This design comes from an exercise in tuning for small area on the open sky130 flow, not from production work. Only simulation tests tie the RTL to the original design; equivalence was not proved. Power and IR drop assume default switching activity.

`flow/run.sh`:
```
#!/bin/bash
# synth_recipe.tcl (not shown) runs the flow's synth.tcl, then flattens the netlist and writes it again
# the make line also repeats each setting of config.mk as NAME=value (left out here)
make -C /OpenROAD-flow-scripts/flow DESIGN_CONFIG=/design/flow/config.mk WORK_HOME=/design/flow/orfs CLKGATE_MAP_FILE= SYNTH_SCRIPT=/design/flow/synth_recipe.tcl finish
```
`flow/design.v`:
```
module allocator_6x6(clk, rst, FLIT_in__0, FLIT_in__1, FLIT_in__2, FLIT_in__3, FLIT_in__4, FLIT_in__5, VALID_in__0, VALID_in__1, VALID_in__2, VALID_in__3, VALID_in__4, VALID_in__5, FWDAUX1_in__0, FWDAUX1_in__1, FWDAUX1_in__2, FWDAUX1_in__3, FWDAUX1_in__4, FWDAUX1_in__5, which_port, select, BWDAUX1_out, BWDAUX2_out, BWDAUX3_out, busy_in, shift_ctl);
    input clk;
    wire clk;
    input rst;
    wire rst;
    input [66:0] FLIT_in__0;
    wire [66:0] FLIT_in__0;
    input [66:0] FLIT_in__1;
    wire [66:0] FLIT_in__1;
    input [66:0] FLIT_in__2;
    wire [66:0] FLIT_in__2;
    input [66:0] FLIT_in__3;
    wire [66:0] FLIT_in__3;
    input [66:0] FLIT_in__4;
    wire [66:0] FLIT_in__4;
    input [66:0] FLIT_in__5;
    wire [66:0] FLIT_in__5;
    input VALID_in__0;
    wire VALID_in__0;
    input VALID_in__1;
    wire VALID_in__1;
    input VALID_in__2;
    wire VALID_in__2;
    input VALID_in__3;
    wire VALID_in__3;
    input VALID_in__4;
    wire VALID_in__4;
    input VALID_in__5;
    wire VALID_in__5;
    input FWDAUX1_in__0;
    wire FWDAUX1_in__0;
    input FWDAUX1_in__1;
    wire FWDAUX1_in__1;
    input FWDAUX1_in__2;
    wire FWDAUX1_in__2;
    input FWDAUX1_in__3;
    wire FWDAUX1_in__3;
    input FWDAUX1_in__4;
    wire FWDAUX1_in__4;
    input FWDAUX1_in__5;
    wire FWDAUX1_in__5;
    input [2:0] which_port;
    wire [2:0] which_port;
    output [5:0] select;
    reg [5:0] select;
    output [5:0] BWDAUX1_out;
    reg [5:0] BWDAUX1_out;
    output [5:0] BWDAUX2_out;
    reg [5:0] BWDAUX2_out;
    output [5:0] BWDAUX3_out;
    reg [5:0] BWDAUX3_out;
    input busy_in;
    wire busy_in;
    output shift_ctl;
    reg shift_ctl;
    reg [5:0] VALID_in__curr;
    reg [66:0] FLIT_in__curr [5:0];
    reg [5:0] is_request;
    reg [2:0] loop__loop_41;
    reg [66:0] flit_in_temp [5:0];
    reg [5:0] not_dummy;
    reg am_busy;
    reg [66:0] __tmp7150;
    reg [2:0] loop__loop_65;
    reg [2:0] tmp;
    reg [5:0] res_h;
    reg [5:0] res_p;
    reg [5:0] res_t;
    reg [66:0] __tmp7151;
    reg [5:0] match;
    reg [5:0] busy_buff;
    reg [5:0] head;
    reg [5:0] tail;
    reg [5:0] request;
    reg [5:0] want;
    reg [5:0] last_sel;
    reg avail;
    reg [4:0] pass;
    reg [2:0] loop__loop_149;
    reg [5:0] grant;
    reg [5:0] sel_int;
    reg [5:0] accept;
    reg [5:0] not_accept;
    reg [5:0] last_sel_next;
    always @(FLIT_in__0 or VALID_in__0 or FWDAUX1_in__0 or FLIT_in__1 or VALID_in__1 or FWDAUX1_in__1 or FLIT_in__2 or VALID_in__2 or FWDAUX1_in__2 or FLIT_in__3 or VALID_in__3 or FWDAUX1_in__3 or FLIT_in__4 or VALID_in__4 or FWDAUX1_in__4 or FLIT_in__5 or VALID_in__5 or FWDAUX1_in__5 or which_port or last_sel or busy_in)
        begin : combinational
            VALID_in__curr[5] = VALID_in__5;
            VALID_in__curr[4] = VALID_in__4;
            VALID_in__curr[3] = VALID_in__3;
            VALID_in__curr[2] = VALID_in__2;
            VALID_in__curr[1] = VALID_in__1;
            VALID_in__curr[0] = VALID_in__0;
            FLIT_in__curr[5] = FLIT_in__5;
            FLIT_in__curr[4] = FLIT_in__4;
            FLIT_in__curr[3] = FLIT_in__3;
            FLIT_in__curr[2] = FLIT_in__2;
            FLIT_in__curr[1] = FLIT_in__1;
            FLIT_in__curr[0] = FLIT_in__0;
            for (loop__loop_41 = 3'b000 ; loop__loop_41 < 3'b110 ; loop__loop_41 = 3'b001 + loop__loop_41)
            begin
                is_request[loop__loop_41] = VALID_in__curr[loop__loop_41];
                flit_in_temp[loop__loop_41] = FLIT_in__curr[loop__loop_41];
            end
            not_dummy = is_request;
            am_busy = busy_in;
            for (loop__loop_65 = 3'b000 ; loop__loop_65 < 3'b110 ; loop__loop_65 = 3'b001 + loop__loop_65)
            begin
                __tmp7150 = flit_in_temp[loop__loop_65];
                tmp = __tmp7150[2:0];
                res_h[loop__loop_65] = tmp == 3'b011;
                res_p[loop__loop_65] = tmp == 3'b010;
                res_t[loop__loop_65] = tmp == 3'b000;
                __tmp7151 = flit_in_temp[loop__loop_65];
                match[loop__loop_65] = __tmp7151[5:3] == which_port;
                busy_buff[loop__loop_65] = am_busy;
            end
            head = res_h & not_dummy;
            tail = res_t & not_dummy;
            request = head & match;
            want = (request | last_sel) & not_dummy;
            avail = !(| (last_sel)) & !am_busy;
            pass = 5'b00000;
            pass[3'b000] = avail & !request[3'b000];
            for (loop__loop_149 = 3'b001 ; loop__loop_149 < 3'b101 ; loop__loop_149 = 3'b001 + loop__loop_149)
                        pass[loop__loop_149] = pass[$unsigned($signed(loop__loop_149) - 3'sb001)] & !request[loop__loop_149];
            grant = request & {pass, avail};
            select <= grant | last_sel & not_dummy;
            sel_int = grant | last_sel;
            accept = want & sel_int & ~busy_buff;
            not_accept = want & (~sel_int | busy_buff);
            BWDAUX1_out <= not_accept;
            BWDAUX2_out <= 6'b000000;
            BWDAUX3_out <= 6'b000000;
            last_sel_next <= grant | last_sel & (~tail | ~accept);
            shift_ctl <= | (grant);
        end
    always @(posedge clk or negedge rst)
        begin : flip_flops
            if (rst == 0)
                last_sel <= 6'b000000;
            else
                last_sel <= last_sel_next;
        end
endmodule
module in_buffer_2(clk, rst, FLIT_in, VALID_in, FWDAUX1_in, BWDAUX1_out, BWDAUX2_out, BWDAUX3_out, flit_out, request_out, busy_out);
    input clk;
    wire clk;
    input rst;
    wire rst;
    input [66:0] FLIT_in;
    wire [66:0] FLIT_in;
    input VALID_in;
    wire VALID_in;
    input FWDAUX1_in;
    wire FWDAUX1_in;
    output BWDAUX1_out;
    reg BWDAUX1_out;
    output BWDAUX2_out;
    reg BWDAUX2_out;
    output BWDAUX3_out;
    reg BWDAUX3_out;
    output [66:0] flit_out;
    reg [66:0] flit_out;
    output request_out;
    reg request_out;
    input busy_out;
    wire busy_out;
    reg [1:0] CS;
    reg [1:0] NS;
    reg enable_0;
    reg enable_all;
    reg [1:0] sel;
    reg [66:0] flit__curr [1:0];
    reg [66:0] flit__1;
    reg [66:0] flit__0;
    reg [66:0] mux_out;
    reg [0:0] loop__loop_747;
    reg [1:0] mask;
    reg [1:0] __tmp7179;
    reg [66:0] flit__curr__2 [1:0];
    reg [66:0] flit__next [1:0];
    reg [0:0] loop__loop_764;
    reg [1:0] loop__loop_775;
    always @(posedge clk or negedge rst)
        begin : update_fsm
            if (rst == 0)
                CS <= 2'b00;
            else
                CS <= NS;
        end
    always @(CS or VALID_in or busy_out)
        begin : compute_fsm_state
            case (CS)
            2'b00:              if (!VALID_in)
                NS <= 2'b00;
            else
                NS <= 2'b01;
            2'b01:              if (!VALID_in && !busy_out)
                NS <= 2'b00;
            else
            begin
                if (VALID_in && !busy_out || !VALID_in && busy_out)
                    NS <= 2'b01;
                else
                    NS <= 2'b10;
            end
            2'b10:              if (busy_out)
                NS <= 2'b10;
            else
                NS <= 2'b01;
            default : begin 
                NS <= 2'b00;
                end
            endcase
        end
    always @(CS or VALID_in or busy_out)
        begin : compute_output
            BWDAUX2_out <= 0;
            BWDAUX3_out <= 0;
            case (CS)
            2'b00:  begin
                if (VALID_in)
                    enable_0 <= 1'b1;
                else
                    enable_0 <= 1'b0;
                enable_all <= 1'b0;
                request_out <= 0;
                BWDAUX1_out <= 0;
            end
            2'b01:  begin
                if (VALID_in && !busy_out)
                    enable_0 <= 1'b1;
                else
                    enable_0 <= 1'b0;
                if (VALID_in && busy_out)
                    enable_all <= 1'b1;
                else
                    enable_all <= 1'b0;
                request_out <= 1;
                BWDAUX1_out <= 0;
            end
            2'b10:  begin
                if (!busy_out)
                    enable_0 <= 1'b1;
                else
                    enable_0 <= 1'b0;
                enable_all <= 1'b0;
                request_out <= 1;
                BWDAUX1_out <= 1;
            end
            default : begin 
                if (!busy_out)
                    enable_0 <= 1'b1;
                else
                    enable_0 <= 1'b0;
                if (VALID_in)
                    enable_all <= 1'b1;
                else
                    enable_all <= 1'b0;
                request_out <= 1;
                BWDAUX1_out <= 0;
                end
            endcase
            case (CS)
            2'b00:              sel <= 2'b01;
            2'b01:              sel <= 2'b01;
            2'b10:              sel <= 2'b10;
            default : begin 
                sel <= 2'b01;
                end
            endcase
        end
    always @(flit__0 or flit__1 or FLIT_in or sel)
        begin : mux
            flit__curr[1] = flit__1;
            flit__curr[0] = flit__0;
            mux_out <= 67'b0000000000000000000000000000000000000000000000000000000000000000000;
            if (sel == 2'b01)
                mux_out <= FLIT_in;
            else
            begin
                mask = 2'b10;
                for (loop__loop_747 = 1'b0 ; loop__loop_747 < 1'b1 ; loop__loop_747 = 1'b1 + loop__loop_747)
                begin
                    if (sel == mask)
                        mux_out <= flit__curr[loop__loop_747];
                    __tmp7179 = mask[0];
                    mask = (__tmp7179 << 1'b1);
                end
            end
        end
    always @(posedge clk or negedge rst)
        begin : flip_flop
            if (rst == 0)
            begin
                flit__curr__2[1] = flit__1;
                flit__curr__2[0] = flit__0;
                flit__next[1] = flit__curr__2[1];
                flit__next[0] = flit__curr__2[0];
                flit_out <= 67'b0000000000000000000000000000000000000000000000000000000000000000000;
                for (loop__loop_764 = 1'b0 ; loop__loop_764 < 1'b1 ; loop__loop_764 = 1'b1 + loop__loop_764)
                                flit__next[loop__loop_764] = 67'b0000000000000000000000000000000000000000000000000000000000000000000;
                flit__0 <= flit__next[0];
                flit__1 <= flit__next[1];
            end
            else
            begin
                flit__curr__2[1] = flit__1;
                flit__curr__2[0] = flit__0;
                flit__next[1] = flit__curr__2[1];
                flit__next[0] = flit__curr__2[0];
                if (enable_0 == 1'b1)
                    flit_out <= mux_out;
                if (enable_all == 1'b1)
                begin
                    flit__next[1'b0] = FLIT_in;
                    for (loop__loop_775 = 2'b01 ; loop__loop_775 < 2'b10 ; loop__loop_775 = 2'b01 + loop__loop_775)
                                        flit__next[loop__loop_775[0]] = flit__curr__2[$unsigned($signed(loop__loop_775[0]) - 1'sb1)];
                end
                flit__0 <= flit__next[0];
                flit__1 <= flit__next[1];
            end
        end
endmodule
module switch_6x6_2_6(clk, rst, FLIT_in__0, FLIT_in__1, FLIT_in__2, FLIT_in__3, FLIT_in__4, FLIT_in__5, VALID_in__0, VALID_in__1, VALID_in__2, VALID_in__3, VALID_in__4, VALID_in__5, FWDAUX1_in__0, FWDAUX1_in__1, FWDAUX1_in__2, FWDAUX1_in__3, FWDAUX1_in__4, FWDAUX1_in__5, BWDAUX1_out__0, BWDAUX1_out__1, BWDAUX1_out__2, BWDAUX1_out__3, BWDAUX1_out__4, BWDAUX1_out__5, BWDAUX2_out__0, BWDAUX2_out__1, BWDAUX2_out__2, BWDAUX2_out__3, BWDAUX2_out__4, BWDAUX2_out__5, BWDAUX3_out__0, BWDAUX3_out__1, BWDAUX3_out__2, BWDAUX3_out__3, BWDAUX3_out__4, BWDAUX3_out__5, FLIT_out__0, FLIT_out__1, FLIT_out__2, FLIT_out__3, FLIT_out__4, FLIT_out__5, VALID_out__0, VALID_out__1, VALID_out__2, VALID_out__3, VALID_out__4, VALID_out__5, FWDAUX1_out__0, FWDAUX1_out__1, FWDAUX1_out__2, FWDAUX1_out__3, FWDAUX1_out__4, FWDAUX1_out__5, BWDAUX1_in__0, BWDAUX1_in__1, BWDAUX1_in__2, BWDAUX1_in__3, BWDAUX1_in__4, BWDAUX1_in__5, BWDAUX2_in__0, BWDAUX2_in__1, BWDAUX2_in__2, BWDAUX2_in__3, BWDAUX2_in__4, BWDAUX2_in__5, BWDAUX3_in__0, 
BWDAUX3_in__1, BWDAUX3_in__2, BWDAUX3_in__3, BWDAUX3_in__4, BWDAUX3_in__5);
    input clk;
    wire clk;
    input rst;
    wire rst;
    input [66:0] FLIT_in__0;
    wire [66:0] FLIT_in__0;
    input [66:0] FLIT_in__1;
    wire [66:0] FLIT_in__1;
    input [66:0] FLIT_in__2;
    wire [66:0] FLIT_in__2;
    input [66:0] FLIT_in__3;
    wire [66:0] FLIT_in__3;
    input [66:0] FLIT_in__4;
    wire [66:0] FLIT_in__4;
    input [66:0] FLIT_in__5;
    wire [66:0] FLIT_in__5;
    input VALID_in__0;
    wire VALID_in__0;
    input VALID_in__1;
    wire VALID_in__1;
    input VALID_in__2;
    wire VALID_in__2;
    input VALID_in__3;
    wire VALID_in__3;
    input VALID_in__4;
    wire VALID_in__4;
    input VALID_in__5;
    wire VALID_in__5;
    input FWDAUX1_in__0;
    wire FWDAUX1_in__0;
    input FWDAUX1_in__1;
    wire FWDAUX1_in__1;
    input FWDAUX1_in__2;
    wire FWDAUX1_in__2;
    input FWDAUX1_in__3;
    wire FWDAUX1_in__3;
    input FWDAUX1_in__4;
    wire FWDAUX1_in__4;
    input FWDAUX1_in__5;
    wire FWDAUX1_in__5;
    output BWDAUX1_out__0;
    output BWDAUX1_out__1;
    output BWDAUX1_out__2;
    output BWDAUX1_out__3;
    output BWDAUX1_out__4;
    output BWDAUX1_out__5;
    output BWDAUX2_out__0;
    output BWDAUX2_out__1;
    output BWDAUX2_out__2;
    output BWDAUX2_out__3;
    output BWDAUX2_out__4;
    output BWDAUX2_out__5;
    output BWDAUX3_out__0;
    output BWDAUX3_out__1;
    output BWDAUX3_out__2;
    output BWDAUX3_out__3;
    output BWDAUX3_out__4;
    output BWDAUX3_out__5;
    output [66:0] FLIT_out__0;
    reg [66:0] FLIT_out__0;
    output [66:0] FLIT_out__1;
    reg [66:0] FLIT_out__1;
    output [66:0] FLIT_out__2;
    reg [66:0] FLIT_out__2;
    output [66:0] FLIT_out__3;
    reg [66:0] FLIT_out__3;
    output [66:0] FLIT_out__4;
    reg [66:0] FLIT_out__4;
    output [66:0] FLIT_out__5;
    reg [66:0] FLIT_out__5;
    output VALID_out__0;
    reg VALID_out__0;
    output VALID_out__1;
    reg VALID_out__1;
    output VALID_out__2;
    reg VALID_out__2;
    output VALID_out__3;
    reg VALID_out__3;
    output VALID_out__4;
    reg VALID_out__4;
    output VALID_out__5;
    reg VALID_out__5;
    output FWDAUX1_out__0;
    output FWDAUX1_out__1;
    output FWDAUX1_out__2;
    output FWDAUX1_out__3;
    output FWDAUX1_out__4;
    output FWDAUX1_out__5;
    input BWDAUX1_in__0;
    wire BWDAUX1_in__0;
    input BWDAUX1_in__1;
    wire BWDAUX1_in__1;
    input BWDAUX1_in__2;
    wire BWDAUX1_in__2;
    input BWDAUX1_in__3;
    wire BWDAUX1_in__3;
    input BWDAUX1_in__4;
    wire BWDAUX1_in__4;
    input BWDAUX1_in__5;
    wire BWDAUX1_in__5;
    input BWDAUX2_in__0;
    wire BWDAUX2_in__0;
    input BWDAUX2_in__1;
    wire BWDAUX2_in__1;
    input BWDAUX2_in__2;
    wire BWDAUX2_in__2;
    input BWDAUX2_in__3;
    wire BWDAUX2_in__3;
    input BWDAUX2_in__4;
    wire BWDAUX2_in__4;
    input BWDAUX2_in__5;
    wire BWDAUX2_in__5;
    input BWDAUX3_in__0;
    wire BWDAUX3_in__0;
    input BWDAUX3_in__1;
    wire BWDAUX3_in__1;
    input BWDAUX3_in__2;
    wire BWDAUX3_in__2;
    input BWDAUX3_in__3;
    wire BWDAUX3_in__3;
    input BWDAUX3_in__4;
    wire BWDAUX3_in__4;
    input BWDAUX3_in__5;
    wire BWDAUX3_in__5;
    reg [5:0] BWDAUX3_out_c__next;
    reg BWDAUX3_out_c__5;
    reg BWDAUX3_out_c__4;
    reg BWDAUX3_out_c__3;
    reg BWDAUX3_out_c__2;
    reg BWDAUX3_out_c__1;
    reg BWDAUX3_out_c__0;
    reg [5:0] BWDAUX2_out_c__next;
    reg BWDAUX2_out_c__5;
    reg BWDAUX2_out_c__4;
    reg BWDAUX2_out_c__3;
    reg BWDAUX2_out_c__2;
    reg BWDAUX2_out_c__1;
    reg BWDAUX2_out_c__0;
    reg [5:0] BWDAUX1_out_c__next;
    reg BWDAUX1_out_c__5;
    reg BWDAUX1_out_c__4;
    reg BWDAUX1_out_c__3;
    reg BWDAUX1_out_c__2;
    reg BWDAUX1_out_c__1;
    reg BWDAUX1_out_c__0;
    reg [5:0] alloc_BWDAUX3_out__curr [5:0];
    wire [5:0] alloc_BWDAUX3_out__5;
    wire [5:0] alloc_BWDAUX3_out__4;
    wire [5:0] alloc_BWDAUX3_out__3;
    wire [5:0] alloc_BWDAUX3_out__2;
    wire [5:0] alloc_BWDAUX3_out__1;
    wire [5:0] alloc_BWDAUX3_out__0;
    reg [5:0] alloc_BWDAUX2_out__curr [5:0];
    wire [5:0] alloc_BWDAUX2_out__5;
    wire [5:0] alloc_BWDAUX2_out__4;
    wire [5:0] alloc_BWDAUX2_out__3;
    wire [5:0] alloc_BWDAUX2_out__2;
    wire [5:0] alloc_BWDAUX2_out__1;
    wire [5:0] alloc_BWDAUX2_out__0;
    reg [5:0] alloc_BWDAUX1_out__curr [5:0];
    wire [5:0] alloc_BWDAUX1_out__5;
    wire [5:0] alloc_BWDAUX1_out__4;
    wire [5:0] alloc_BWDAUX1_out__3;
    wire [5:0] alloc_BWDAUX1_out__2;
    wire [5:0] alloc_BWDAUX1_out__1;
    wire [5:0] alloc_BWDAUX1_out__0;
    reg [5:0] fifo_valid_write__curr;
    reg fifo_valid_write__5;
    reg fifo_valid_write__4;
    reg fifo_valid_write__3;
    reg fifo_valid_write__2;
    reg fifo_valid_write__1;
    reg fifo_valid_write__0;
    reg [5:0] full__next;
    reg full__5;
    reg full__4;
    reg full__3;
    reg full__2;
    reg full__1;
    reg full__0;
    reg [66:0] shift__curr [5:0];
    reg [66:0] shift__5;
    reg [66:0] shift__4;
    reg [66:0] shift__3;
    reg [66:0] shift__2;
    reg [66:0] shift__1;
    reg [66:0] shift__0;
    reg [5:0] BWDAUX1_in__curr;
    reg [5:0] VALID_out__next;
    reg [66:0] FLIT_out__next [5:0];
    reg [5:0] b [5:0];
    reg [2:0] loop__loop_34;
    reg [5:0] t;
    reg [2:0] loop__loop_37;
    reg [5:0] __tmp7152;
    reg [2:0] loop2__loop_40;
    reg [2:0] loop__loop_44;
    reg [2:0] loop__loop_47;
    reg [2:0] loop__loop_50;
    reg [5:0] __tmp7153;
    reg [2:0] loop2__loop_53;
    reg [2:0] loop__loop_57;
    reg [2:0] loop__loop_60;
    reg [2:0] loop__loop_63;
    reg [5:0] __tmp7154;
    reg [2:0] loop2__loop_66;
    reg [2:0] loop__loop_70;
    reg [2:0] loop__loop_81;
    reg [5:0] using_input__0;
    reg [5:0] using_input__1;
    reg [5:0] using_input__2;
    reg [5:0] using_input__3;
    reg [5:0] using_input__4;
    reg [5:0] using_input__5;
    reg [5:0] fifo_valid_write__next;
    reg [5:0] full__curr;
    reg [5:0] mux_sel__curr [5:0];
    wire [5:0] mux_sel__5;
    wire [5:0] mux_sel__4;
    wire [5:0] mux_sel__3;
    wire [5:0] mux_sel__2;
    wire [5:0] mux_sel__1;
    wire [5:0] mux_sel__0;
    reg [66:0] mux__next [5:0];
    reg [66:0] mux__5;
    reg [66:0] mux__4;
    reg [66:0] mux__3;
    reg [66:0] mux__2;
    reg [66:0] mux__1;
    reg [66:0] mux__0;
    reg [66:0] FLIT_in_s__curr [5:0];
    wire [66:0] FLIT_in_s__5;
    wire [66:0] FLIT_in_s__4;
    wire [66:0] FLIT_in_s__3;
    wire [66:0] FLIT_in_s__2;
    wire [66:0] FLIT_in_s__1;
    wire [66:0] FLIT_in_s__0;
    reg [2:0] loop__loop_97;
    reg [2:0] loop2__loop_105;
    reg [5:0] mask;
    reg [5:0] __tmp7181;
    reg [5:0] shift_ctl__curr;
    wire shift_ctl__5;
    wire shift_ctl__4;
    wire shift_ctl__3;
    wire shift_ctl__2;
    wire shift_ctl__1;
    wire shift_ctl__0;
    reg [66:0] shift__next [5:0];
    reg [66:0] mux__curr [5:0];
    reg [66:0] shift_temp;
    reg [2:0] loop__loop_133;
    wire VALID_in_s__5;
    wire VALID_in_s__4;
    wire VALID_in_s__3;
    wire VALID_in_s__2;
    wire VALID_in_s__1;
    wire VALID_in_s__0;
    wire FWDAUX1_in_s__0;
    wire FWDAUX1_in_s__1;
    wire FWDAUX1_in_s__2;
    wire FWDAUX1_in_s__3;
    wire FWDAUX1_in_s__4;
    wire FWDAUX1_in_s__5;
    wire [2:0] allocator_constant [5:0];
    always @(alloc_BWDAUX1_out__0 or alloc_BWDAUX2_out__0 or alloc_BWDAUX3_out__0 or shift__0 or fifo_valid_write__0 or BWDAUX1_in__0 or using_input__0 or alloc_BWDAUX1_out__1 or alloc_BWDAUX2_out__1 or alloc_BWDAUX3_out__1 or shift__1 or fifo_valid_write__1 or BWDAUX1_in__1 or using_input__1 or alloc_BWDAUX1_out__2 or alloc_BWDAUX2_out__2 or alloc_BWDAUX3_out__2 or shift__2 or fifo_valid_write__2 or BWDAUX1_in__2 or using_input__2 or alloc_BWDAUX1_out__3 or alloc_BWDAUX2_out__3 or alloc_BWDAUX3_out__3 or shift__3 or fifo_valid_write__3 or BWDAUX1_in__3 or using_input__3 or alloc_BWDAUX1_out__4 or alloc_BWDAUX2_out__4 or alloc_BWDAUX3_out__4 or shift__4 or fifo_valid_write__4 or BWDAUX1_in__4 or using_input__4 or alloc_BWDAUX1_out__5 or alloc_BWDAUX2_out__5 or alloc_BWDAUX3_out__5 or shift__5 or fifo_valid_write__5 or BWDAUX1_in__5 or using_input__5 or BWDAUX3_out_c__0 or BWDAUX3_out_c__1 or BWDAUX3_out_c__2 or BWDAUX3_out_c__3 or BWDAUX3_out_c__4 or BWDAUX3_out_c__5 or BWDAUX2_out_c__0 or 
BWDAUX2_out_c__1 or BWDAUX2_out_c__2 or BWDAUX2_out_c__3 or BWDAUX2_out_c__4 or BWDAUX2_out_c__5 or BWDAUX1_out_c__0 or BWDAUX1_out_c__1 or BWDAUX1_out_c__2 or BWDAUX1_out_c__3 or BWDAUX1_out_c__4 or BWDAUX1_out_c__5 or full__0 or full__1 or full__2 or full__3 or full__4 or full__5 or VALID_out__0 or VALID_out__1 or VALID_out__2 or VALID_out__3 or VALID_out__4 or VALID_out__5 or FLIT_out__0 or FLIT_out__1 or FLIT_out__2 or FLIT_out__3 or FLIT_out__4 or FLIT_out__5)
        begin : combinational
            BWDAUX3_out_c__next[5] = BWDAUX3_out_c__5;
            BWDAUX3_out_c__next[4] = BWDAUX3_out_c__4;
            BWDAUX3_out_c__next[3] = BWDAUX3_out_c__3;
            BWDAUX3_out_c__next[2] = BWDAUX3_out_c__2;
            BWDAUX3_out_c__next[1] = BWDAUX3_out_c__1;
            BWDAUX3_out_c__next[0] = BWDAUX3_out_c__0;
            BWDAUX2_out_c__next[5] = BWDAUX2_out_c__5;
            BWDAUX2_out_c__next[4] = BWDAUX2_out_c__4;
            BWDAUX2_out_c__next[3] = BWDAUX2_out_c__3;
            BWDAUX2_out_c__next[2] = BWDAUX2_out_c__2;
            BWDAUX2_out_c__next[1] = BWDAUX2_out_c__1;
            BWDAUX2_out_c__next[0] = BWDAUX2_out_c__0;
            BWDAUX1_out_c__next[5] = BWDAUX1_out_c__5;
            BWDAUX1_out_c__next[4] = BWDAUX1_out_c__4;
            BWDAUX1_out_c__next[3] = BWDAUX1_out_c__3;
            BWDAUX1_out_c__next[2] = BWDAUX1_out_c__2;
            BWDAUX1_out_c__next[1] = BWDAUX1_out_c__1;
            BWDAUX1_out_c__next[0] = BWDAUX1_out_c__0;
            alloc_BWDAUX3_out__curr[5] = alloc_BWDAUX3_out__5;
            alloc_BWDAUX3_out__curr[4] = alloc_BWDAUX3_out__4;
            alloc_BWDAUX3_out__curr[3] = alloc_BWDAUX3_out__3;
            alloc_BWDAUX3_out__curr[2] = alloc_BWDAUX3_out__2;
            alloc_BWDAUX3_out__curr[1] = alloc_BWDAUX3_out__1;
            alloc_BWDAUX3_out__curr[0] = alloc_BWDAUX3_out__0;
            alloc_BWDAUX2_out__curr[5] = alloc_BWDAUX2_out__5;
            alloc_BWDAUX2_out__curr[4] = alloc_BWDAUX2_out__4;
            alloc_BWDAUX2_out__curr[3] = alloc_BWDAUX2_out__3;
            alloc_BWDAUX2_out__curr[2] = alloc_BWDAUX2_out__2;
            alloc_BWDAUX2_out__curr[1] = alloc_BWDAUX2_out__1;
            alloc_BWDAUX2_out__curr[0] = alloc_BWDAUX2_out__0;
            alloc_BWDAUX1_out__curr[5] = alloc_BWDAUX1_out__5;
            alloc_BWDAUX1_out__curr[4] = alloc_BWDAUX1_out__4;
            alloc_BWDAUX1_out__curr[3] = alloc_BWDAUX1_out__3;
            alloc_BWDAUX1_out__curr[2] = alloc_BWDAUX1_out__2;
            alloc_BWDAUX1_out__curr[1] = alloc_BWDAUX1_out__1;
            alloc_BWDAUX1_out__curr[0] = alloc_BWDAUX1_out__0;
            fifo_valid_write__curr[5] = fifo_valid_write__5;
            fifo_valid_write__curr[4] = fifo_valid_write__4;
            fifo_valid_write__curr[3] = fifo_valid_write__3;
            fifo_valid_write__curr[2] = fifo_valid_write__2;
            fifo_valid_write__curr[1] = fifo_valid_write__1;
            fifo_valid_write__curr[0] = fifo_valid_write__0;
            full__next[5] = full__5;
            full__next[4] = full__4;
            full__next[3] = full__3;
            full__next[2] = full__2;
            full__next[1] = full__1;
            full__next[0] = full__0;
            shift__curr[5] = shift__5;
            shift__curr[4] = shift__4;
            shift__curr[3] = shift__3;
            shift__curr[2] = shift__2;
            shift__curr[1] = shift__1;
            shift__curr[0] = shift__0;
            BWDAUX1_in__curr[5] = BWDAUX1_in__5;
            BWDAUX1_in__curr[4] = BWDAUX1_in__4;
            BWDAUX1_in__curr[3] = BWDAUX1_in__3;
            BWDAUX1_in__curr[2] = BWDAUX1_in__2;
            BWDAUX1_in__curr[1] = BWDAUX1_in__1;
            BWDAUX1_in__curr[0] = BWDAUX1_in__0;
            VALID_out__next[5] = VALID_out__5;
            VALID_out__next[4] = VALID_out__4;
            VALID_out__next[3] = VALID_out__3;
            VALID_out__next[2] = VALID_out__2;
            VALID_out__next[1] = VALID_out__1;
            VALID_out__next[0] = VALID_out__0;
            FLIT_out__next[5] = FLIT_out__5;
            FLIT_out__next[4] = FLIT_out__4;
            FLIT_out__next[3] = FLIT_out__3;
            FLIT_out__next[2] = FLIT_out__2;
            FLIT_out__next[1] = FLIT_out__1;
            FLIT_out__next[0] = FLIT_out__0;
            for (loop__loop_34 = 3'b000 ; loop__loop_34 < 3'b110 ; loop__loop_34 = 3'b001 + loop__loop_34)
                        b[loop__loop_34] = alloc_BWDAUX1_out__curr[loop__loop_34];
            for (loop__loop_37 = 3'b000 ; loop__loop_37 < 3'b110 ; loop__loop_37 = 3'b001 + loop__loop_37)
            begin
                t[loop__loop_37] = 0;
                for (loop2__loop_40 = 3'b000 ; loop2__loop_40 < 3'b110 ; loop2__loop_40 = 3'b001 + loop2__loop_40)
                begin
                    __tmp7152 = b[loop2__loop_40];
                    t[loop__loop_37] = t[loop__loop_37] | __tmp7152[loop__loop_37];
                end
            end
            for (loop__loop_44 = 3'b000 ; loop__loop_44 < 3'b110 ; loop__loop_44 = 3'b001 + loop__loop_44)
                        BWDAUX1_out_c__next[loop__loop_44] = t[loop__loop_44];
            for (loop__loop_47 = 3'b000 ; loop__loop_47 < 3'b110 ; loop__loop_47 = 3'b001 + loop__loop_47)
                        b[loop__loop_47] = alloc_BWDAUX2_out__curr[loop__loop_47];
            for (loop__loop_50 = 3'b000 ; loop__loop_50 < 3'b110 ; loop__loop_50 = 3'b001 + loop__loop_50)
            begin
                t[loop__loop_50] = 0;
                for (loop2__loop_53 = 3'b000 ; loop2__loop_53 < 3'b110 ; loop2__loop_53 = 3'b001 + loop2__loop_53)
                begin
                    __tmp7153 = b[loop2__loop_53];
                    t[loop__loop_50] = t[loop__loop_50] | __tmp7153[loop__loop_50];
                end
            end
            for (loop__loop_57 = 3'b000 ; loop__loop_57 < 3'b110 ; loop__loop_57 = 3'b001 + loop__loop_57)
                        BWDAUX2_out_c__next[loop__loop_57] = t[loop__loop_57];
            for (loop__loop_60 = 3'b000 ; loop__loop_60 < 3'b110 ; loop__loop_60 = 3'b001 + loop__loop_60)
                        b[loop__loop_60] = alloc_BWDAUX3_out__curr[loop__loop_60];
            for (loop__loop_63 = 3'b000 ; loop__loop_63 < 3'b110 ; loop__loop_63 = 3'b001 + loop__loop_63)
            begin
                t[loop__loop_63] = 0;
                for (loop2__loop_66 = 3'b000 ; loop2__loop_66 < 3'b110 ; loop2__loop_66 = 3'b001 + loop2__loop_66)
                begin
                    __tmp7154 = b[loop2__loop_66];
                    t[loop__loop_63] = t[loop__loop_63] | __tmp7154[loop__loop_63];
                end
            end
            for (loop__loop_70 = 3'b000 ; loop__loop_70 < 3'b110 ; loop__loop_70 = 3'b001 + loop__loop_70)
                        BWDAUX3_out_c__next[loop__loop_70] = t[loop__loop_70];
            for (loop__loop_81 = 3'b000 ; loop__loop_81 < 3'b110 ; loop__loop_81 = 3'b001 + loop__loop_81)
            begin
                FLIT_out__next[loop__loop_81] = shift__curr[loop__loop_81];
                VALID_out__next[loop__loop_81] = fifo_valid_write__curr[loop__loop_81];
                full__next[loop__loop_81] = BWDAUX1_in__curr[loop__loop_81];
            end
            FLIT_out__0 <= FLIT_out__next[0];
            FLIT_out__1 <= FLIT_out__next[1];
            FLIT_out__2 <= FLIT_out__next[2];
            FLIT_out__3 <= FLIT_out__next[3];
            FLIT_out__4 <= FLIT_out__next[4];
            FLIT_out__5 <= FLIT_out__next[5];
            VALID_out__0 <= VALID_out__next[0];
            VALID_out__1 <= VALID_out__next[1];
            VALID_out__2 <= VALID_out__next[2];
            VALID_out__3 <= VALID_out__next[3];
            VALID_out__4 <= VALID_out__next[4];
            VALID_out__5 <= VALID_out__next[5];
            full__0 <= full__next[0];
            full__1 <= full__next[1];
            full__2 <= full__next[2];
            full__3 <= full__next[3];
            full__4 <= full__next[4];
            full__5 <= full__next[5];
            BWDAUX1_out_c__0 <= BWDAUX1_out_c__next[0];
            BWDAUX1_out_c__1 <= BWDAUX1_out_c__next[1];
            BWDAUX1_out_c__2 <= BWDAUX1_out_c__next[2];
            BWDAUX1_out_c__3 <= BWDAUX1_out_c__next[3];
            BWDAUX1_out_c__4 <= BWDAUX1_out_c__next[4];
            BWDAUX1_out_c__5 <= BWDAUX1_out_c__next[5];
            BWDAUX2_out_c__0 <= BWDAUX2_out_c__next[0];
            BWDAUX2_out_c__1 <= BWDAUX2_out_c__next[1];
            BWDAUX2_out_c__2 <= BWDAUX2_out_c__next[2];
            BWDAUX2_out_c__3 <= BWDAUX2_out_c__next[3];
            BWDAUX2_out_c__4 <= BWDAUX2_out_c__next[4];
            BWDAUX2_out_c__5 <= BWDAUX2_out_c__next[5];
            BWDAUX3_out_c__0 <= BWDAUX3_out_c__next[0];
            BWDAUX3_out_c__1 <= BWDAUX3_out_c__next[1];
            BWDAUX3_out_c__2 <= BWDAUX3_out_c__next[2];
            BWDAUX3_out_c__3 <= BWDAUX3_out_c__next[3];
            BWDAUX3_out_c__4 <= BWDAUX3_out_c__next[4];
            BWDAUX3_out_c__5 <= BWDAUX3_out_c__next[5];
        end
    always @(FLIT_in_s__0 or FLIT_in_s__1 or FLIT_in_s__2 or FLIT_in_s__3 or FLIT_in_s__4 or FLIT_in_s__5 or mux_sel__0 or full__0 or mux_sel__1 or full__1 or mux_sel__2 or full__2 or mux_sel__3 or full__3 or mux_sel__4 or full__4 or mux_sel__5 or full__5 or fifo_valid_write__0 or fifo_valid_write__1 or fifo_valid_write__2 or fifo_valid_write__3 or fifo_valid_write__4 or fifo_valid_write__5 or mux__0 or mux__1 or mux__2 or mux__3 or mux__4 or mux__5)
        begin : multiplexers
            fifo_valid_write__next[5] = fifo_valid_write__5;
            fifo_valid_write__next[4] = fifo_valid_write__4;
            fifo_valid_write__next[3] = fifo_valid_write__3;
            fifo_valid_write__next[2] = fifo_valid_write__2;
            fifo_valid_write__next[1] = fifo_valid_write__1;
            fifo_valid_write__next[0] = fifo_valid_write__0;
            full__curr[5] = full__5;
            full__curr[4] = full__4;
            full__curr[3] = full__3;
            full__curr[2] = full__2;
            full__curr[1] = full__1;
            full__curr[0] = full__0;
            mux_sel__curr[5] = mux_sel__5;
            mux_sel__curr[4] = mux_sel__4;
            mux_sel__curr[3] = mux_sel__3;
            mux_sel__curr[2] = mux_sel__2;
            mux_sel__curr[1] = mux_sel__1;
            mux_sel__curr[0] = mux_sel__0;
            mux__next[5] = mux__5;
            mux__next[4] = mux__4;
            mux__next[3] = mux__3;
            mux__next[2] = mux__2;
            mux__next[1] = mux__1;
            mux__next[0] = mux__0;
            FLIT_in_s__curr[5] = FLIT_in_s__5;
            FLIT_in_s__curr[4] = FLIT_in_s__4;
            FLIT_in_s__curr[3] = FLIT_in_s__3;
            FLIT_in_s__curr[2] = FLIT_in_s__2;
            FLIT_in_s__curr[1] = FLIT_in_s__1;
            FLIT_in_s__curr[0] = FLIT_in_s__0;
            for (loop__loop_97 = 3'b000 ; loop__loop_97 < 3'b110 ; loop__loop_97 = 3'b001 + loop__loop_97)
            begin
                mux__next[loop__loop_97] = 67'b0000000000000000000000000000000000000000000000000000000000000000000;
                mask = 6'b000001;
                for (loop2__loop_105 = 3'b000 ; loop2__loop_105 < 3'b110 ; loop2__loop_105 = 3'b001 + loop2__loop_105)
                begin
                    if (mux_sel__curr[loop__loop_97] == mask)
                        mux__next[loop__loop_97] = FLIT_in_s__curr[loop2__loop_105];
                    __tmp7181 = mask[4:0];
                    mask = (__tmp7181 << 1'b1);
                end
                if (mux_sel__curr[loop__loop_97] == 6'b000000)
                    fifo_valid_write__next[loop__loop_97] = 0;
                else
                    fifo_valid_write__next[loop__loop_97] = !full__curr[loop__loop_97];
            end
            mux__0 <= mux__next[0];
            mux__1 <= mux__next[1];
            mux__2 <= mux__next[2];
            mux__3 <= mux__next[3];
            mux__4 <= mux__next[4];
            mux__5 <= mux__next[5];
            fifo_valid_write__0 <= fifo_valid_write__next[0];
            fifo_valid_write__1 <= fifo_valid_write__next[1];
            fifo_valid_write__2 <= fifo_valid_write__next[2];
            fifo_valid_write__3 <= fifo_valid_write__next[3];
            fifo_valid_write__4 <= fifo_valid_write__next[4];
            fifo_valid_write__5 <= fifo_valid_write__next[5];
        end
    always @(mux__0 or shift_ctl__0 or mux__1 or shift_ctl__1 or mux__2 or shift_ctl__2 or mux__3 or shift_ctl__3 or mux__4 or shift_ctl__4 or mux__5 or shift_ctl__5 or shift__0 or shift__1 or shift__2 or shift__3 or shift__4 or shift__5)
        begin : shifters
            shift_ctl__curr[5] = shift_ctl__5;
            shift_ctl__curr[4] = shift_ctl__4;
            shift_ctl__curr[3] = shift_ctl__3;
            shift_ctl__curr[2] = shift_ctl__2;
            shift_ctl__curr[1] = shift_ctl__1;
            shift_ctl__curr[0] = shift_ctl__0;
            shift__next[5] = shift__5;
            shift__next[4] = shift__4;
            shift__next[3] = shift__3;
            shift__next[2] = shift__2;
            shift__next[1] = shift__1;
            shift__next[0] = shift__0;
            mux__curr[5] = mux__5;
            mux__curr[4] = mux__4;
            mux__curr[3] = mux__3;
            mux__curr[2] = mux__2;
            mux__curr[1] = mux__1;
            mux__curr[0] = mux__0;
            for (loop__loop_133 = 3'b000 ; loop__loop_133 < 3'b110 ; loop__loop_133 = 3'b001 + loop__loop_133)
            begin
                shift_temp = mux__curr[loop__loop_133];
                if (shift_ctl__curr[loop__loop_133])
                    {shift_temp[2], shift_temp[3]} = {shift_temp[5], shift_temp[6]};
                shift__next[loop__loop_133] = shift_temp;
            end
            shift__0 <= shift__next[0];
            shift__1 <= shift__next[1];
            shift__2 <= shift__next[2];
            shift__3 <= shift__next[3];
            shift__4 <= shift__next[4];
            shift__5 <= shift__next[5];
        end
    in_buffer_2 inbuff_5(.clk(clk), .rst(rst), .FLIT_in(FLIT_in__5), .VALID_in(VALID_in__5), .FWDAUX1_in(FWDAUX1_in__5), .BWDAUX1_out(BWDAUX1_out__5), .BWDAUX2_out(BWDAUX2_out__5), .BWDAUX3_out(BWDAUX3_out__5), .flit_out(FLIT_in_s__5), .request_out(VALID_in_s__5), .busy_out(BWDAUX1_out_c__5));
    in_buffer_2 inbuff_4(.clk(clk), .rst(rst), .FLIT_in(FLIT_in__4), .VALID_in(VALID_in__4), .FWDAUX1_in(FWDAUX1_in__4), .BWDAUX1_out(BWDAUX1_out__4), .BWDAUX2_out(BWDAUX2_out__4), .BWDAUX3_out(BWDAUX3_out__4), .flit_out(FLIT_in_s__4), .request_out(VALID_in_s__4), .busy_out(BWDAUX1_out_c__4));
    in_buffer_2 inbuff_3(.clk(clk), .rst(rst), .FLIT_in(FLIT_in__3), .VALID_in(VALID_in__3), .FWDAUX1_in(FWDAUX1_in__3), .BWDAUX1_out(BWDAUX1_out__3), .BWDAUX2_out(BWDAUX2_out__3), .BWDAUX3_out(BWDAUX3_out__3), .flit_out(FLIT_in_s__3), .request_out(VALID_in_s__3), .busy_out(BWDAUX1_out_c__3));
    in_buffer_2 inbuff_2(.clk(clk), .rst(rst), .FLIT_in(FLIT_in__2), .VALID_in(VALID_in__2), .FWDAUX1_in(FWDAUX1_in__2), .BWDAUX1_out(BWDAUX1_out__2), .BWDAUX2_out(BWDAUX2_out__2), .BWDAUX3_out(BWDAUX3_out__2), .flit_out(FLIT_in_s__2), .request_out(VALID_in_s__2), .busy_out(BWDAUX1_out_c__2));
    in_buffer_2 inbuff_1(.clk(clk), .rst(rst), .FLIT_in(FLIT_in__1), .VALID_in(VALID_in__1), .FWDAUX1_in(FWDAUX1_in__1), .BWDAUX1_out(BWDAUX1_out__1), .BWDAUX2_out(BWDAUX2_out__1), .BWDAUX3_out(BWDAUX3_out__1), .flit_out(FLIT_in_s__1), .request_out(VALID_in_s__1), .busy_out(BWDAUX1_out_c__1));
    in_buffer_2 inbuff_0(.clk(clk), .rst(rst), .FLIT_in(FLIT_in__0), .VALID_in(VALID_in__0), .FWDAUX1_in(FWDAUX1_in__0), .BWDAUX1_out(BWDAUX1_out__0), .BWDAUX2_out(BWDAUX2_out__0), .BWDAUX3_out(BWDAUX3_out__0), .flit_out(FLIT_in_s__0), .request_out(VALID_in_s__0), .busy_out(BWDAUX1_out_c__0));
    allocator_6x6 alloc_5(.clk(clk), .rst(rst), .FLIT_in__0(FLIT_in_s__0), .FLIT_in__1(FLIT_in_s__1), .FLIT_in__2(FLIT_in_s__2), .FLIT_in__3(FLIT_in_s__3), .FLIT_in__4(FLIT_in_s__4), .FLIT_in__5(FLIT_in_s__5), .VALID_in__0(VALID_in_s__0), .VALID_in__1(VALID_in_s__1), .VALID_in__2(VALID_in_s__2), .VALID_in__3(VALID_in_s__3), .VALID_in__4(VALID_in_s__4), .VALID_in__5(VALID_in_s__5), .FWDAUX1_in__0(FWDAUX1_in_s__0), .FWDAUX1_in__1(FWDAUX1_in_s__1), .FWDAUX1_in__2(FWDAUX1_in_s__2), .FWDAUX1_in__3(FWDAUX1_in_s__3), .FWDAUX1_in__4(FWDAUX1_in_s__4), .FWDAUX1_in__5(FWDAUX1_in_s__5), .which_port(allocator_constant[3'b101]), .select(mux_sel__5), .BWDAUX1_out(alloc_BWDAUX1_out__5), .BWDAUX2_out(alloc_BWDAUX2_out__5), .BWDAUX3_out(alloc_BWDAUX3_out__5), .busy_in(full__5), .shift_ctl(shift_ctl__5));
    allocator_6x6 alloc_4(.clk(clk), .rst(rst), .FLIT_in__0(FLIT_in_s__0), .FLIT_in__1(FLIT_in_s__1), .FLIT_in__2(FLIT_in_s__2), .FLIT_in__3(FLIT_in_s__3), .FLIT_in__4(FLIT_in_s__4), .FLIT_in__5(FLIT_in_s__5), .VALID_in__0(VALID_in_s__0), .VALID_in__1(VALID_in_s__1), .VALID_in__2(VALID_in_s__2), .VALID_in__3(VALID_in_s__3), .VALID_in__4(VALID_in_s__4), .VALID_in__5(VALID_in_s__5), .FWDAUX1_in__0(FWDAUX1_in_s__0), .FWDAUX1_in__1(FWDAUX1_in_s__1), .FWDAUX1_in__2(FWDAUX1_in_s__2), .FWDAUX1_in__3(FWDAUX1_in_s__3), .FWDAUX1_in__4(FWDAUX1_in_s__4), .FWDAUX1_in__5(FWDAUX1_in_s__5), .which_port(allocator_constant[3'b100]), .select(mux_sel__4), .BWDAUX1_out(alloc_BWDAUX1_out__4), .BWDAUX2_out(alloc_BWDAUX2_out__4), .BWDAUX3_out(alloc_BWDAUX3_out__4), .busy_in(full__4), .shift_ctl(shift_ctl__4));
    allocator_6x6 alloc_3(.clk(clk), .rst(rst), .FLIT_in__0(FLIT_in_s__0), .FLIT_in__1(FLIT_in_s__1), .FLIT_in__2(FLIT_in_s__2), .FLIT_in__3(FLIT_in_s__3), .FLIT_in__4(FLIT_in_s__4), .FLIT_in__5(FLIT_in_s__5), .VALID_in__0(VALID_in_s__0), .VALID_in__1(VALID_in_s__1), .VALID_in__2(VALID_in_s__2), .VALID_in__3(VALID_in_s__3), .VALID_in__4(VALID_in_s__4), .VALID_in__5(VALID_in_s__5), .FWDAUX1_in__0(FWDAUX1_in_s__0), .FWDAUX1_in__1(FWDAUX1_in_s__1), .FWDAUX1_in__2(FWDAUX1_in_s__2), .FWDAUX1_in__3(FWDAUX1_in_s__3), .FWDAUX1_in__4(FWDAUX1_in_s__4), .FWDAUX1_in__5(FWDAUX1_in_s__5), .which_port(allocator_constant[3'b011]), .select(mux_sel__3), .BWDAUX1_out(alloc_BWDAUX1_out__3), .BWDAUX2_out(alloc_BWDAUX2_out__3), .BWDAUX3_out(alloc_BWDAUX3_out__3), .busy_in(full__3), .shift_ctl(shift_ctl__3));
    allocator_6x6 alloc_2(.clk(clk), .rst(rst), .FLIT_in__0(FLIT_in_s__0), .FLIT_in__1(FLIT_in_s__1), .FLIT_in__2(FLIT_in_s__2), .FLIT_in__3(FLIT_in_s__3), .FLIT_in__4(FLIT_in_s__4), .FLIT_in__5(FLIT_in_s__5), .VALID_in__0(VALID_in_s__0), .VALID_in__1(VALID_in_s__1), .VALID_in__2(VALID_in_s__2), .VALID_in__3(VALID_in_s__3), .VALID_in__4(VALID_in_s__4), .VALID_in__5(VALID_in_s__5), .FWDAUX1_in__0(FWDAUX1_in_s__0), .FWDAUX1_in__1(FWDAUX1_in_s__1), .FWDAUX1_in__2(FWDAUX1_in_s__2), .FWDAUX1_in__3(FWDAUX1_in_s__3), .FWDAUX1_in__4(FWDAUX1_in_s__4), .FWDAUX1_in__5(FWDAUX1_in_s__5), .which_port(allocator_constant[3'b010]), .select(mux_sel__2), .BWDAUX1_out(alloc_BWDAUX1_out__2), .BWDAUX2_out(alloc_BWDAUX2_out__2), .BWDAUX3_out(alloc_BWDAUX3_out__2), .busy_in(full__2), .shift_ctl(shift_ctl__2));
    allocator_6x6 alloc_1(.clk(clk), .rst(rst), .FLIT_in__0(FLIT_in_s__0), .FLIT_in__1(FLIT_in_s__1), .FLIT_in__2(FLIT_in_s__2), .FLIT_in__3(FLIT_in_s__3), .FLIT_in__4(FLIT_in_s__4), .FLIT_in__5(FLIT_in_s__5), .VALID_in__0(VALID_in_s__0), .VALID_in__1(VALID_in_s__1), .VALID_in__2(VALID_in_s__2), .VALID_in__3(VALID_in_s__3), .VALID_in__4(VALID_in_s__4), .VALID_in__5(VALID_in_s__5), .FWDAUX1_in__0(FWDAUX1_in_s__0), .FWDAUX1_in__1(FWDAUX1_in_s__1), .FWDAUX1_in__2(FWDAUX1_in_s__2), .FWDAUX1_in__3(FWDAUX1_in_s__3), .FWDAUX1_in__4(FWDAUX1_in_s__4), .FWDAUX1_in__5(FWDAUX1_in_s__5), .which_port(allocator_constant[3'b001]), .select(mux_sel__1), .BWDAUX1_out(alloc_BWDAUX1_out__1), .BWDAUX2_out(alloc_BWDAUX2_out__1), .BWDAUX3_out(alloc_BWDAUX3_out__1), .busy_in(full__1), .shift_ctl(shift_ctl__1));
    allocator_6x6 alloc_0(.clk(clk), .rst(rst), .FLIT_in__0(FLIT_in_s__0), .FLIT_in__1(FLIT_in_s__1), .FLIT_in__2(FLIT_in_s__2), .FLIT_in__3(FLIT_in_s__3), .FLIT_in__4(FLIT_in_s__4), .FLIT_in__5(FLIT_in_s__5), .VALID_in__0(VALID_in_s__0), .VALID_in__1(VALID_in_s__1), .VALID_in__2(VALID_in_s__2), .VALID_in__3(VALID_in_s__3), .VALID_in__4(VALID_in_s__4), .VALID_in__5(VALID_in_s__5), .FWDAUX1_in__0(FWDAUX1_in_s__0), .FWDAUX1_in__1(FWDAUX1_in_s__1), .FWDAUX1_in__2(FWDAUX1_in_s__2), .FWDAUX1_in__3(FWDAUX1_in_s__3), .FWDAUX1_in__4(FWDAUX1_in_s__4), .FWDAUX1_in__5(FWDAUX1_in_s__5), .which_port(allocator_constant[3'b000]), .select(mux_sel__0), .BWDAUX1_out(alloc_BWDAUX1_out__0), .BWDAUX2_out(alloc_BWDAUX2_out__0), .BWDAUX3_out(alloc_BWDAUX3_out__0), .busy_in(full__0), .shift_ctl(shift_ctl__0));
    assign FWDAUX1_out__0 = 1'b0;
    assign FWDAUX1_out__1 = 1'b0;
    assign FWDAUX1_out__2 = 1'b0;
    assign FWDAUX1_out__3 = 1'b0;
    assign FWDAUX1_out__4 = 1'b0;
    assign FWDAUX1_out__5 = 1'b0;
    assign allocator_constant[3'b101] = 3'b101;
    assign allocator_constant[3'b100] = 3'b100;
    assign allocator_constant[3'b011] = 3'b011;
    assign allocator_constant[3'b010] = 3'b010;
    assign allocator_constant[3'b001] = 3'b001;
    assign allocator_constant[3'b000] = 3'b000;
endmodule
```
`flow/constraint.sdc`:
```
create_clock -name core_clock -period 10.0 [get_ports {clk}]
set_input_delay 2.0000 -clock core_clock [delete_from_list [all_inputs] [get_ports {clk}]]
set_output_delay 2.0000 -clock core_clock [all_outputs]
set_load 0.01 [all_outputs]
```
`flow/config.mk`:
```
export PLATFORM = sky130hd
export DESIGN_NAME = switch_6x6_2_6
export DESIGN_NICKNAME = switch_6x6_2_6
export VERILOG_FILES = /design/flow/design.v
export SDC_FILE = /design/flow/constraint.sdc
export NUM_CORES = 4
export LEC_CHECK = 0
export CAP_MARGIN = 20
export CORE_MARGIN = 2
export CORE_UTILIZATION = 35
export PLACE_DENSITY = 0.45
export SLEW_MARGIN = 20
```
==> flow_metrics.tcl <==
set metrics [dict create \
    synthAdderAreaFrac_pct 0.293 \
    cts_buffer_depth 3 \
    top_area_cell_class "multi-input combinational cells" \
    cts_tree "done" \
    power_frac_seq_pct 28.7 \
    worst-setup-path-type "input pin to primary output" \
    reg2reg_to "inbuff_5.flit_out[6]" \
    maxCapViolations 0 \
    outcome "complete, no violations" \
    finalCriticalPeriod_ns 9.28 \
    grt_max_degree 142 \
    timing.hold.ws_ns 0.499 \
    place_congestion 1.00 \
    wl_mm 315 \
    num_antenna_cells 38 \
    critPathCapture "FLIT_out__4[13]" \
    r2r_slack_ns 4.36 \
    synthTopCellsByArea "dfrtp_1, mux2_2, a222oi_1, mux2i_1, a22oi_1" \
    synth-simple-area-share_pct 10.2 \
    remaining_drc_errors 0 \
    antenna_found_initial 57 \
    cp.arrival_ns 7.28 \
    met3_length_mm 36.4 \
    grt_remaining_overflow 0 \
    holdPathStages 1 \
    n_all_inverters 30 \
    wl_met1_mm 125 \
    multi_input_area_share_pct 42.7 \
    finalNetCount 6205 \
    vdd_ir_drop_max_mv 0.248 \
    min_to "inbuff_5.flit__0[57]" \
    cts_resized 0 \
    nWellTaps 1917 \
    synth_top_cell_area_share_pct 41.6 \
    grt_pass1_vias 49800 \
    io_buffers 829 \
    nNonClkBuffers 1002 \
    yosysTopAreaCell "dfrtp_1" \
    cts_setup_buffers 0 \
    buf_share_pct 15.3 \
    p_leak_nw 25.4 \
    sh_seq_area_pct 32.3 \
    p_switching_mw 13.3 \
    ctsHoldBuffers 0 \
    crit_path_end_kind "primary output" \
    clkCellAreaFrac_pct 5.75 \
    clock_buffers 153 \
    avgSynthCellArea_um2 9.92 \
    critPathMaxStageDelay_ns 0.83 \
    drive_above_1_share_pct 18.4 \
    h-tree-depth 3 \
    hold_start "inbuff_5.flit__0[57]" \
    cts_root_buf "clkbuf_16" \
    drt_iter0_drc 10400 \
    synth_compound_area_share_pct 23.4 \
    top_level_ports 866 \
    synth_cell_type_count 83 \
    maxPowerGroup "combinational logic" \
    multi_input_cells 3767 \
    hold_viol 0 \
    fill_cells 13900 \
    ff2ff_path_depth 14 \
    maxSlewHeadroom_pct 14.6 \
    critPathMaxFanout 23 \
    synth_edf_count 0 \
    powerComb_mw 15.1 \
    crit_chain "clkdlybuf4s50_1 -> or4_1 -> o21ai_0 -> and2_1 -> buf_4 -> nor2b_4 -> buf_4 -> a222oi_1 -> a31oi_1 -> clkdlybuf4s50_1" \
    rsz0062_at_grt "false" \
    worst_ep_required_time_ns 8.00 \
    areaGrowthSynthToFinish_pct 28.8 \
    clock_sinks 852 \
    grt_pass1_wl_mm 429 \
    tightest_slew_ns 1.28 \
    cp-startpoint "BWDAUX1_in__4" \
    fin_crit_sh_pct 92.8 \
    powerSeq_mw 7.79 \
    flops_and_latches 852 \
    dr.pass1.iters 15 \
    p_int_mw 13.9 \
    syn_area_um2 51200 \
    wl_met2_mm 132 \
    swShare_pct 48.9 \
    synth_xor_area_share_pct 0 \
    p_per_area_nw_per_um2 412 \
    yosysMostFrequentCell "dfrtp_1" \
    yosys_register_bits 852 \
    synth_common_cells "dfrtp_1, mux2_2, nor2_1, clkbuf_1, a222oi_1" \
    routed.top_layer "met5" \
    yosysSeqAreaShare_pct 41.6 \
    hold_class "register to register" \
    synthMuxAreaShare_pct 20.1 \
    start_kind "input pin" \
    synth_flop_cell "dfrtp_1" \
    r2r-start "inbuff_3.flit_out[0]" \
    postSynthCellCount 5161 \
    fmax_mhz 108 \
]
-- flip-flops by register name, indices dropped and copies added, names as in the netlist, 67 cells and up --
register           count
inbuff_3.flit__0      67
inbuff_2.flit_out     67
inbuff_1.flit__0      67
inbuff_4.flit_out     67
inbuff_1.flit_out     67
inbuff_0.flit__0      67
inbuff_5.flit__0      67
inbuff_0.flit_out     67
inbuff_5.flit_out     67
inbuff_4.flit__0      67
inbuff_3.flit_out     67
inbuff_2.flit__0      67
-- per-stage QoR --
| stage | setup WS (ns) | std cells | util [%] | power, mW | cell area, µm² |
|---|---|---|---|---|---|
| detailed placement | 1.18 | 7566 | 42.7 | 22.4 | 62100 |
| CTS | 1.16 | 7765 | 45.3 | 26.7 | 65900 |
| finish | 0.718 | 7805 | 45.4 | 27.2 | 66000 |
| global placement | 1.15 | 7566 | 42.7 | 22.3 | 62100 |
| global route | 0.723 | 7799 | 45.4 | 27.9 | 66000 |
| floorplan | 3.47 | 5178 | - | 13.8 | 51300 |
-- layer usage --
| metal | vias to the layer above | track usage, % |
|---|---|---|
| met4 | 32 | 22.5 |
| met5 | - | 0 |
| li1 | 21500 | - |
| met2 | 4251 | 58.8 |
| met3 | 944 | 10.7 |
| met1 | 27200 | 54.0 |
-- placed cells by master, fill, tap and decap left out, types with 20 or more instances in the layout --
| cell type | Yosys | final |
|---|---|---|
| nand4_1 | 25 | 25 |
| diode_2 | 0 | 38 |
| mux2i_1 | 280 | 280 |
| dfrtp_1 | 852 | 852 |
| inv_1 | 30 | 30 |
| a21oi_1 | 358 | 353 |
| o22ai_1 | 44 | 44 |
| clkbuf_16 | 0 | 110 |
| a22oi_1 | 299 | 299 |
| mux2_1 | 28 | 28 |
| buf_12 | 0 | 37 |
| a31oi_1 | 199 | 198 |
| clkbuf_8 | 0 | 29 |
| nand2_1 | 267 | 262 |
| nor3_1 | 47 | 37 |
| nor2_1 | 525 | 522 |
| o21ai_0 | 94 | 93 |
| or3_1 | 26 | 26 |
| mux2_2 | 639 | 639 |
| clkdlybuf4s50_1 | 0 | 828 |
| clkinv_2 | 0 | 26 |
| a221oi_1 | 21 | 20 |
| a222oi_1 | 432 | 432 |
| a211oi_1 | 28 | 27 |
| nand3_1 | 147 | 145 |
| buf_4 | 21 | 134 |
-- critical path: cells and delay by family --
family,cells,cell delay (ns)
simple gates,3,1.60
compound gates,3,1.32
buf+inv,4,2.28
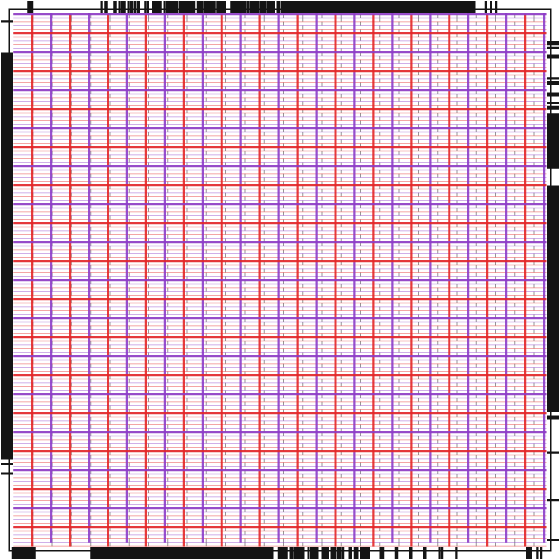
pdn.png
Pins as bars on the die edge. Tap cells in grey.
- purple: VDD
- red: VSS
- met4 straps: 28
- tap cells: 1,917
- met5 straps: 28
- rows: 140
Vert. Die Dim: 387 µm
Die Wd: 387 µm
core box area: 145,000 µm²

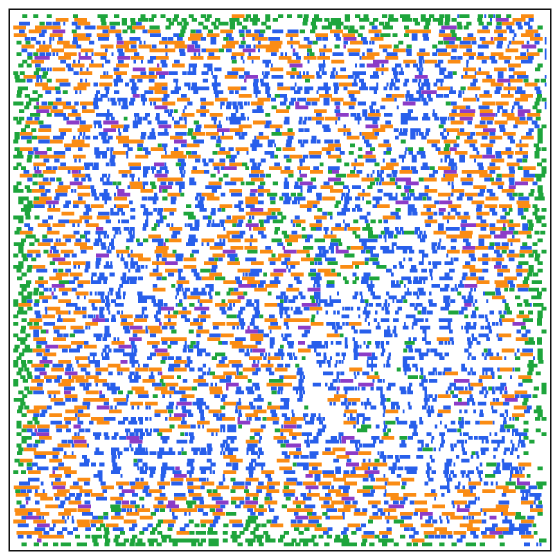
cell_classes.png
- blue: all other logic (cells 3,797; share of their area 45%)
- orange: flip-flops (cells 852; share of their area 34%)
- purple: clock drivers and dummy loads (cells 199; share of their area 6.0%)
- green: other buffers and delay cells (cells 1,002; share of their area 16%)
Core Util, Final: 45.4%
row count: 140

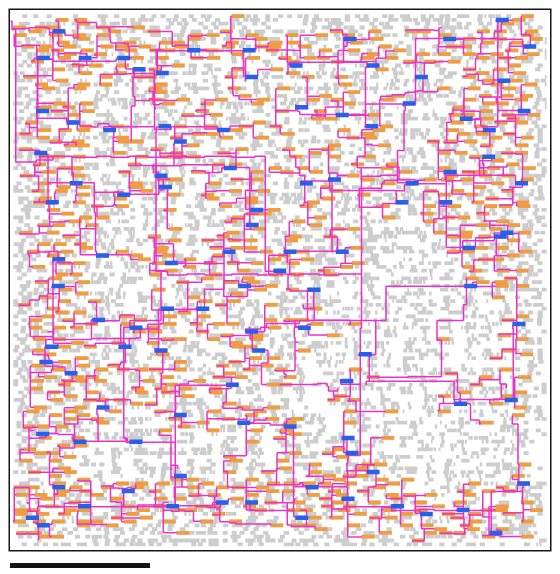
clock_map.png
The bar under the picture is 100 µm long.
- magenta: clock wires (length 14,100 µm)
- blue: cells driving clock nets (count 106)
- orange: flip-flops (count 852)
- flops lie: spread over the die
- routed clock nets: 107
clk pwr: 4.25 mW
worst skew pair latency: 0.76 ns
Final Skew: 0.0507 ns
clock network power share: 15.6%

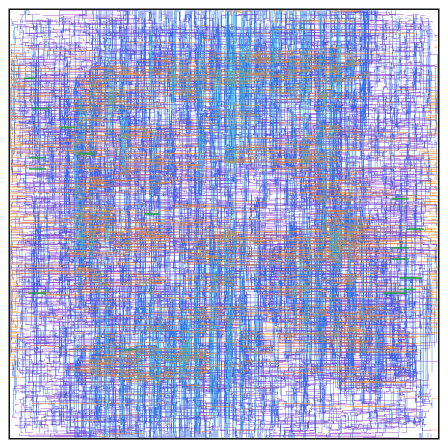
metal_stack.png
- cyan: met4 (wire length 21.4 mm)
- blue: met2 (wire length 132 mm)
- green: met5 (wire length 217 µm)
- purple: met1 (wire length 125 mm)
- orange: met3 (wire length 36.4 mm)
drt wl/cell: 40.4 µm
GRT Total Usage: 40.3%
DR vias: 53.9k

what the ideal ports hide:
Ports are ideal in the flow. The routed layout listed here was re-timed in OpenROAD.
Step 1 sets driving cells, clkbuf_16 on the clock port and buf_2 on the other inputs (assumed; they add their load-dependent delay and slew).
Step 2 moves the port delays by t, midway between the first and last clock arrival at a register: inputs arrive t later, outputs are due t later. That takes back most of the time a late clock gives input paths.
Slacks: no drivers / after step 1 / after step 2; pairs: no drivers / after step 1.
t (ns): 0.830
setup WS [ns]: 0.718 / 0.689 / 0.689
worst hold slack (ns): 0.499 / 0.499 / 0.499
worst setup path at the end: input to output
After both steps this run still meets setup and hold. For this run, drivers alone change the setup slack by -0.029 ns; drivers and shift together by -0.029 ns.
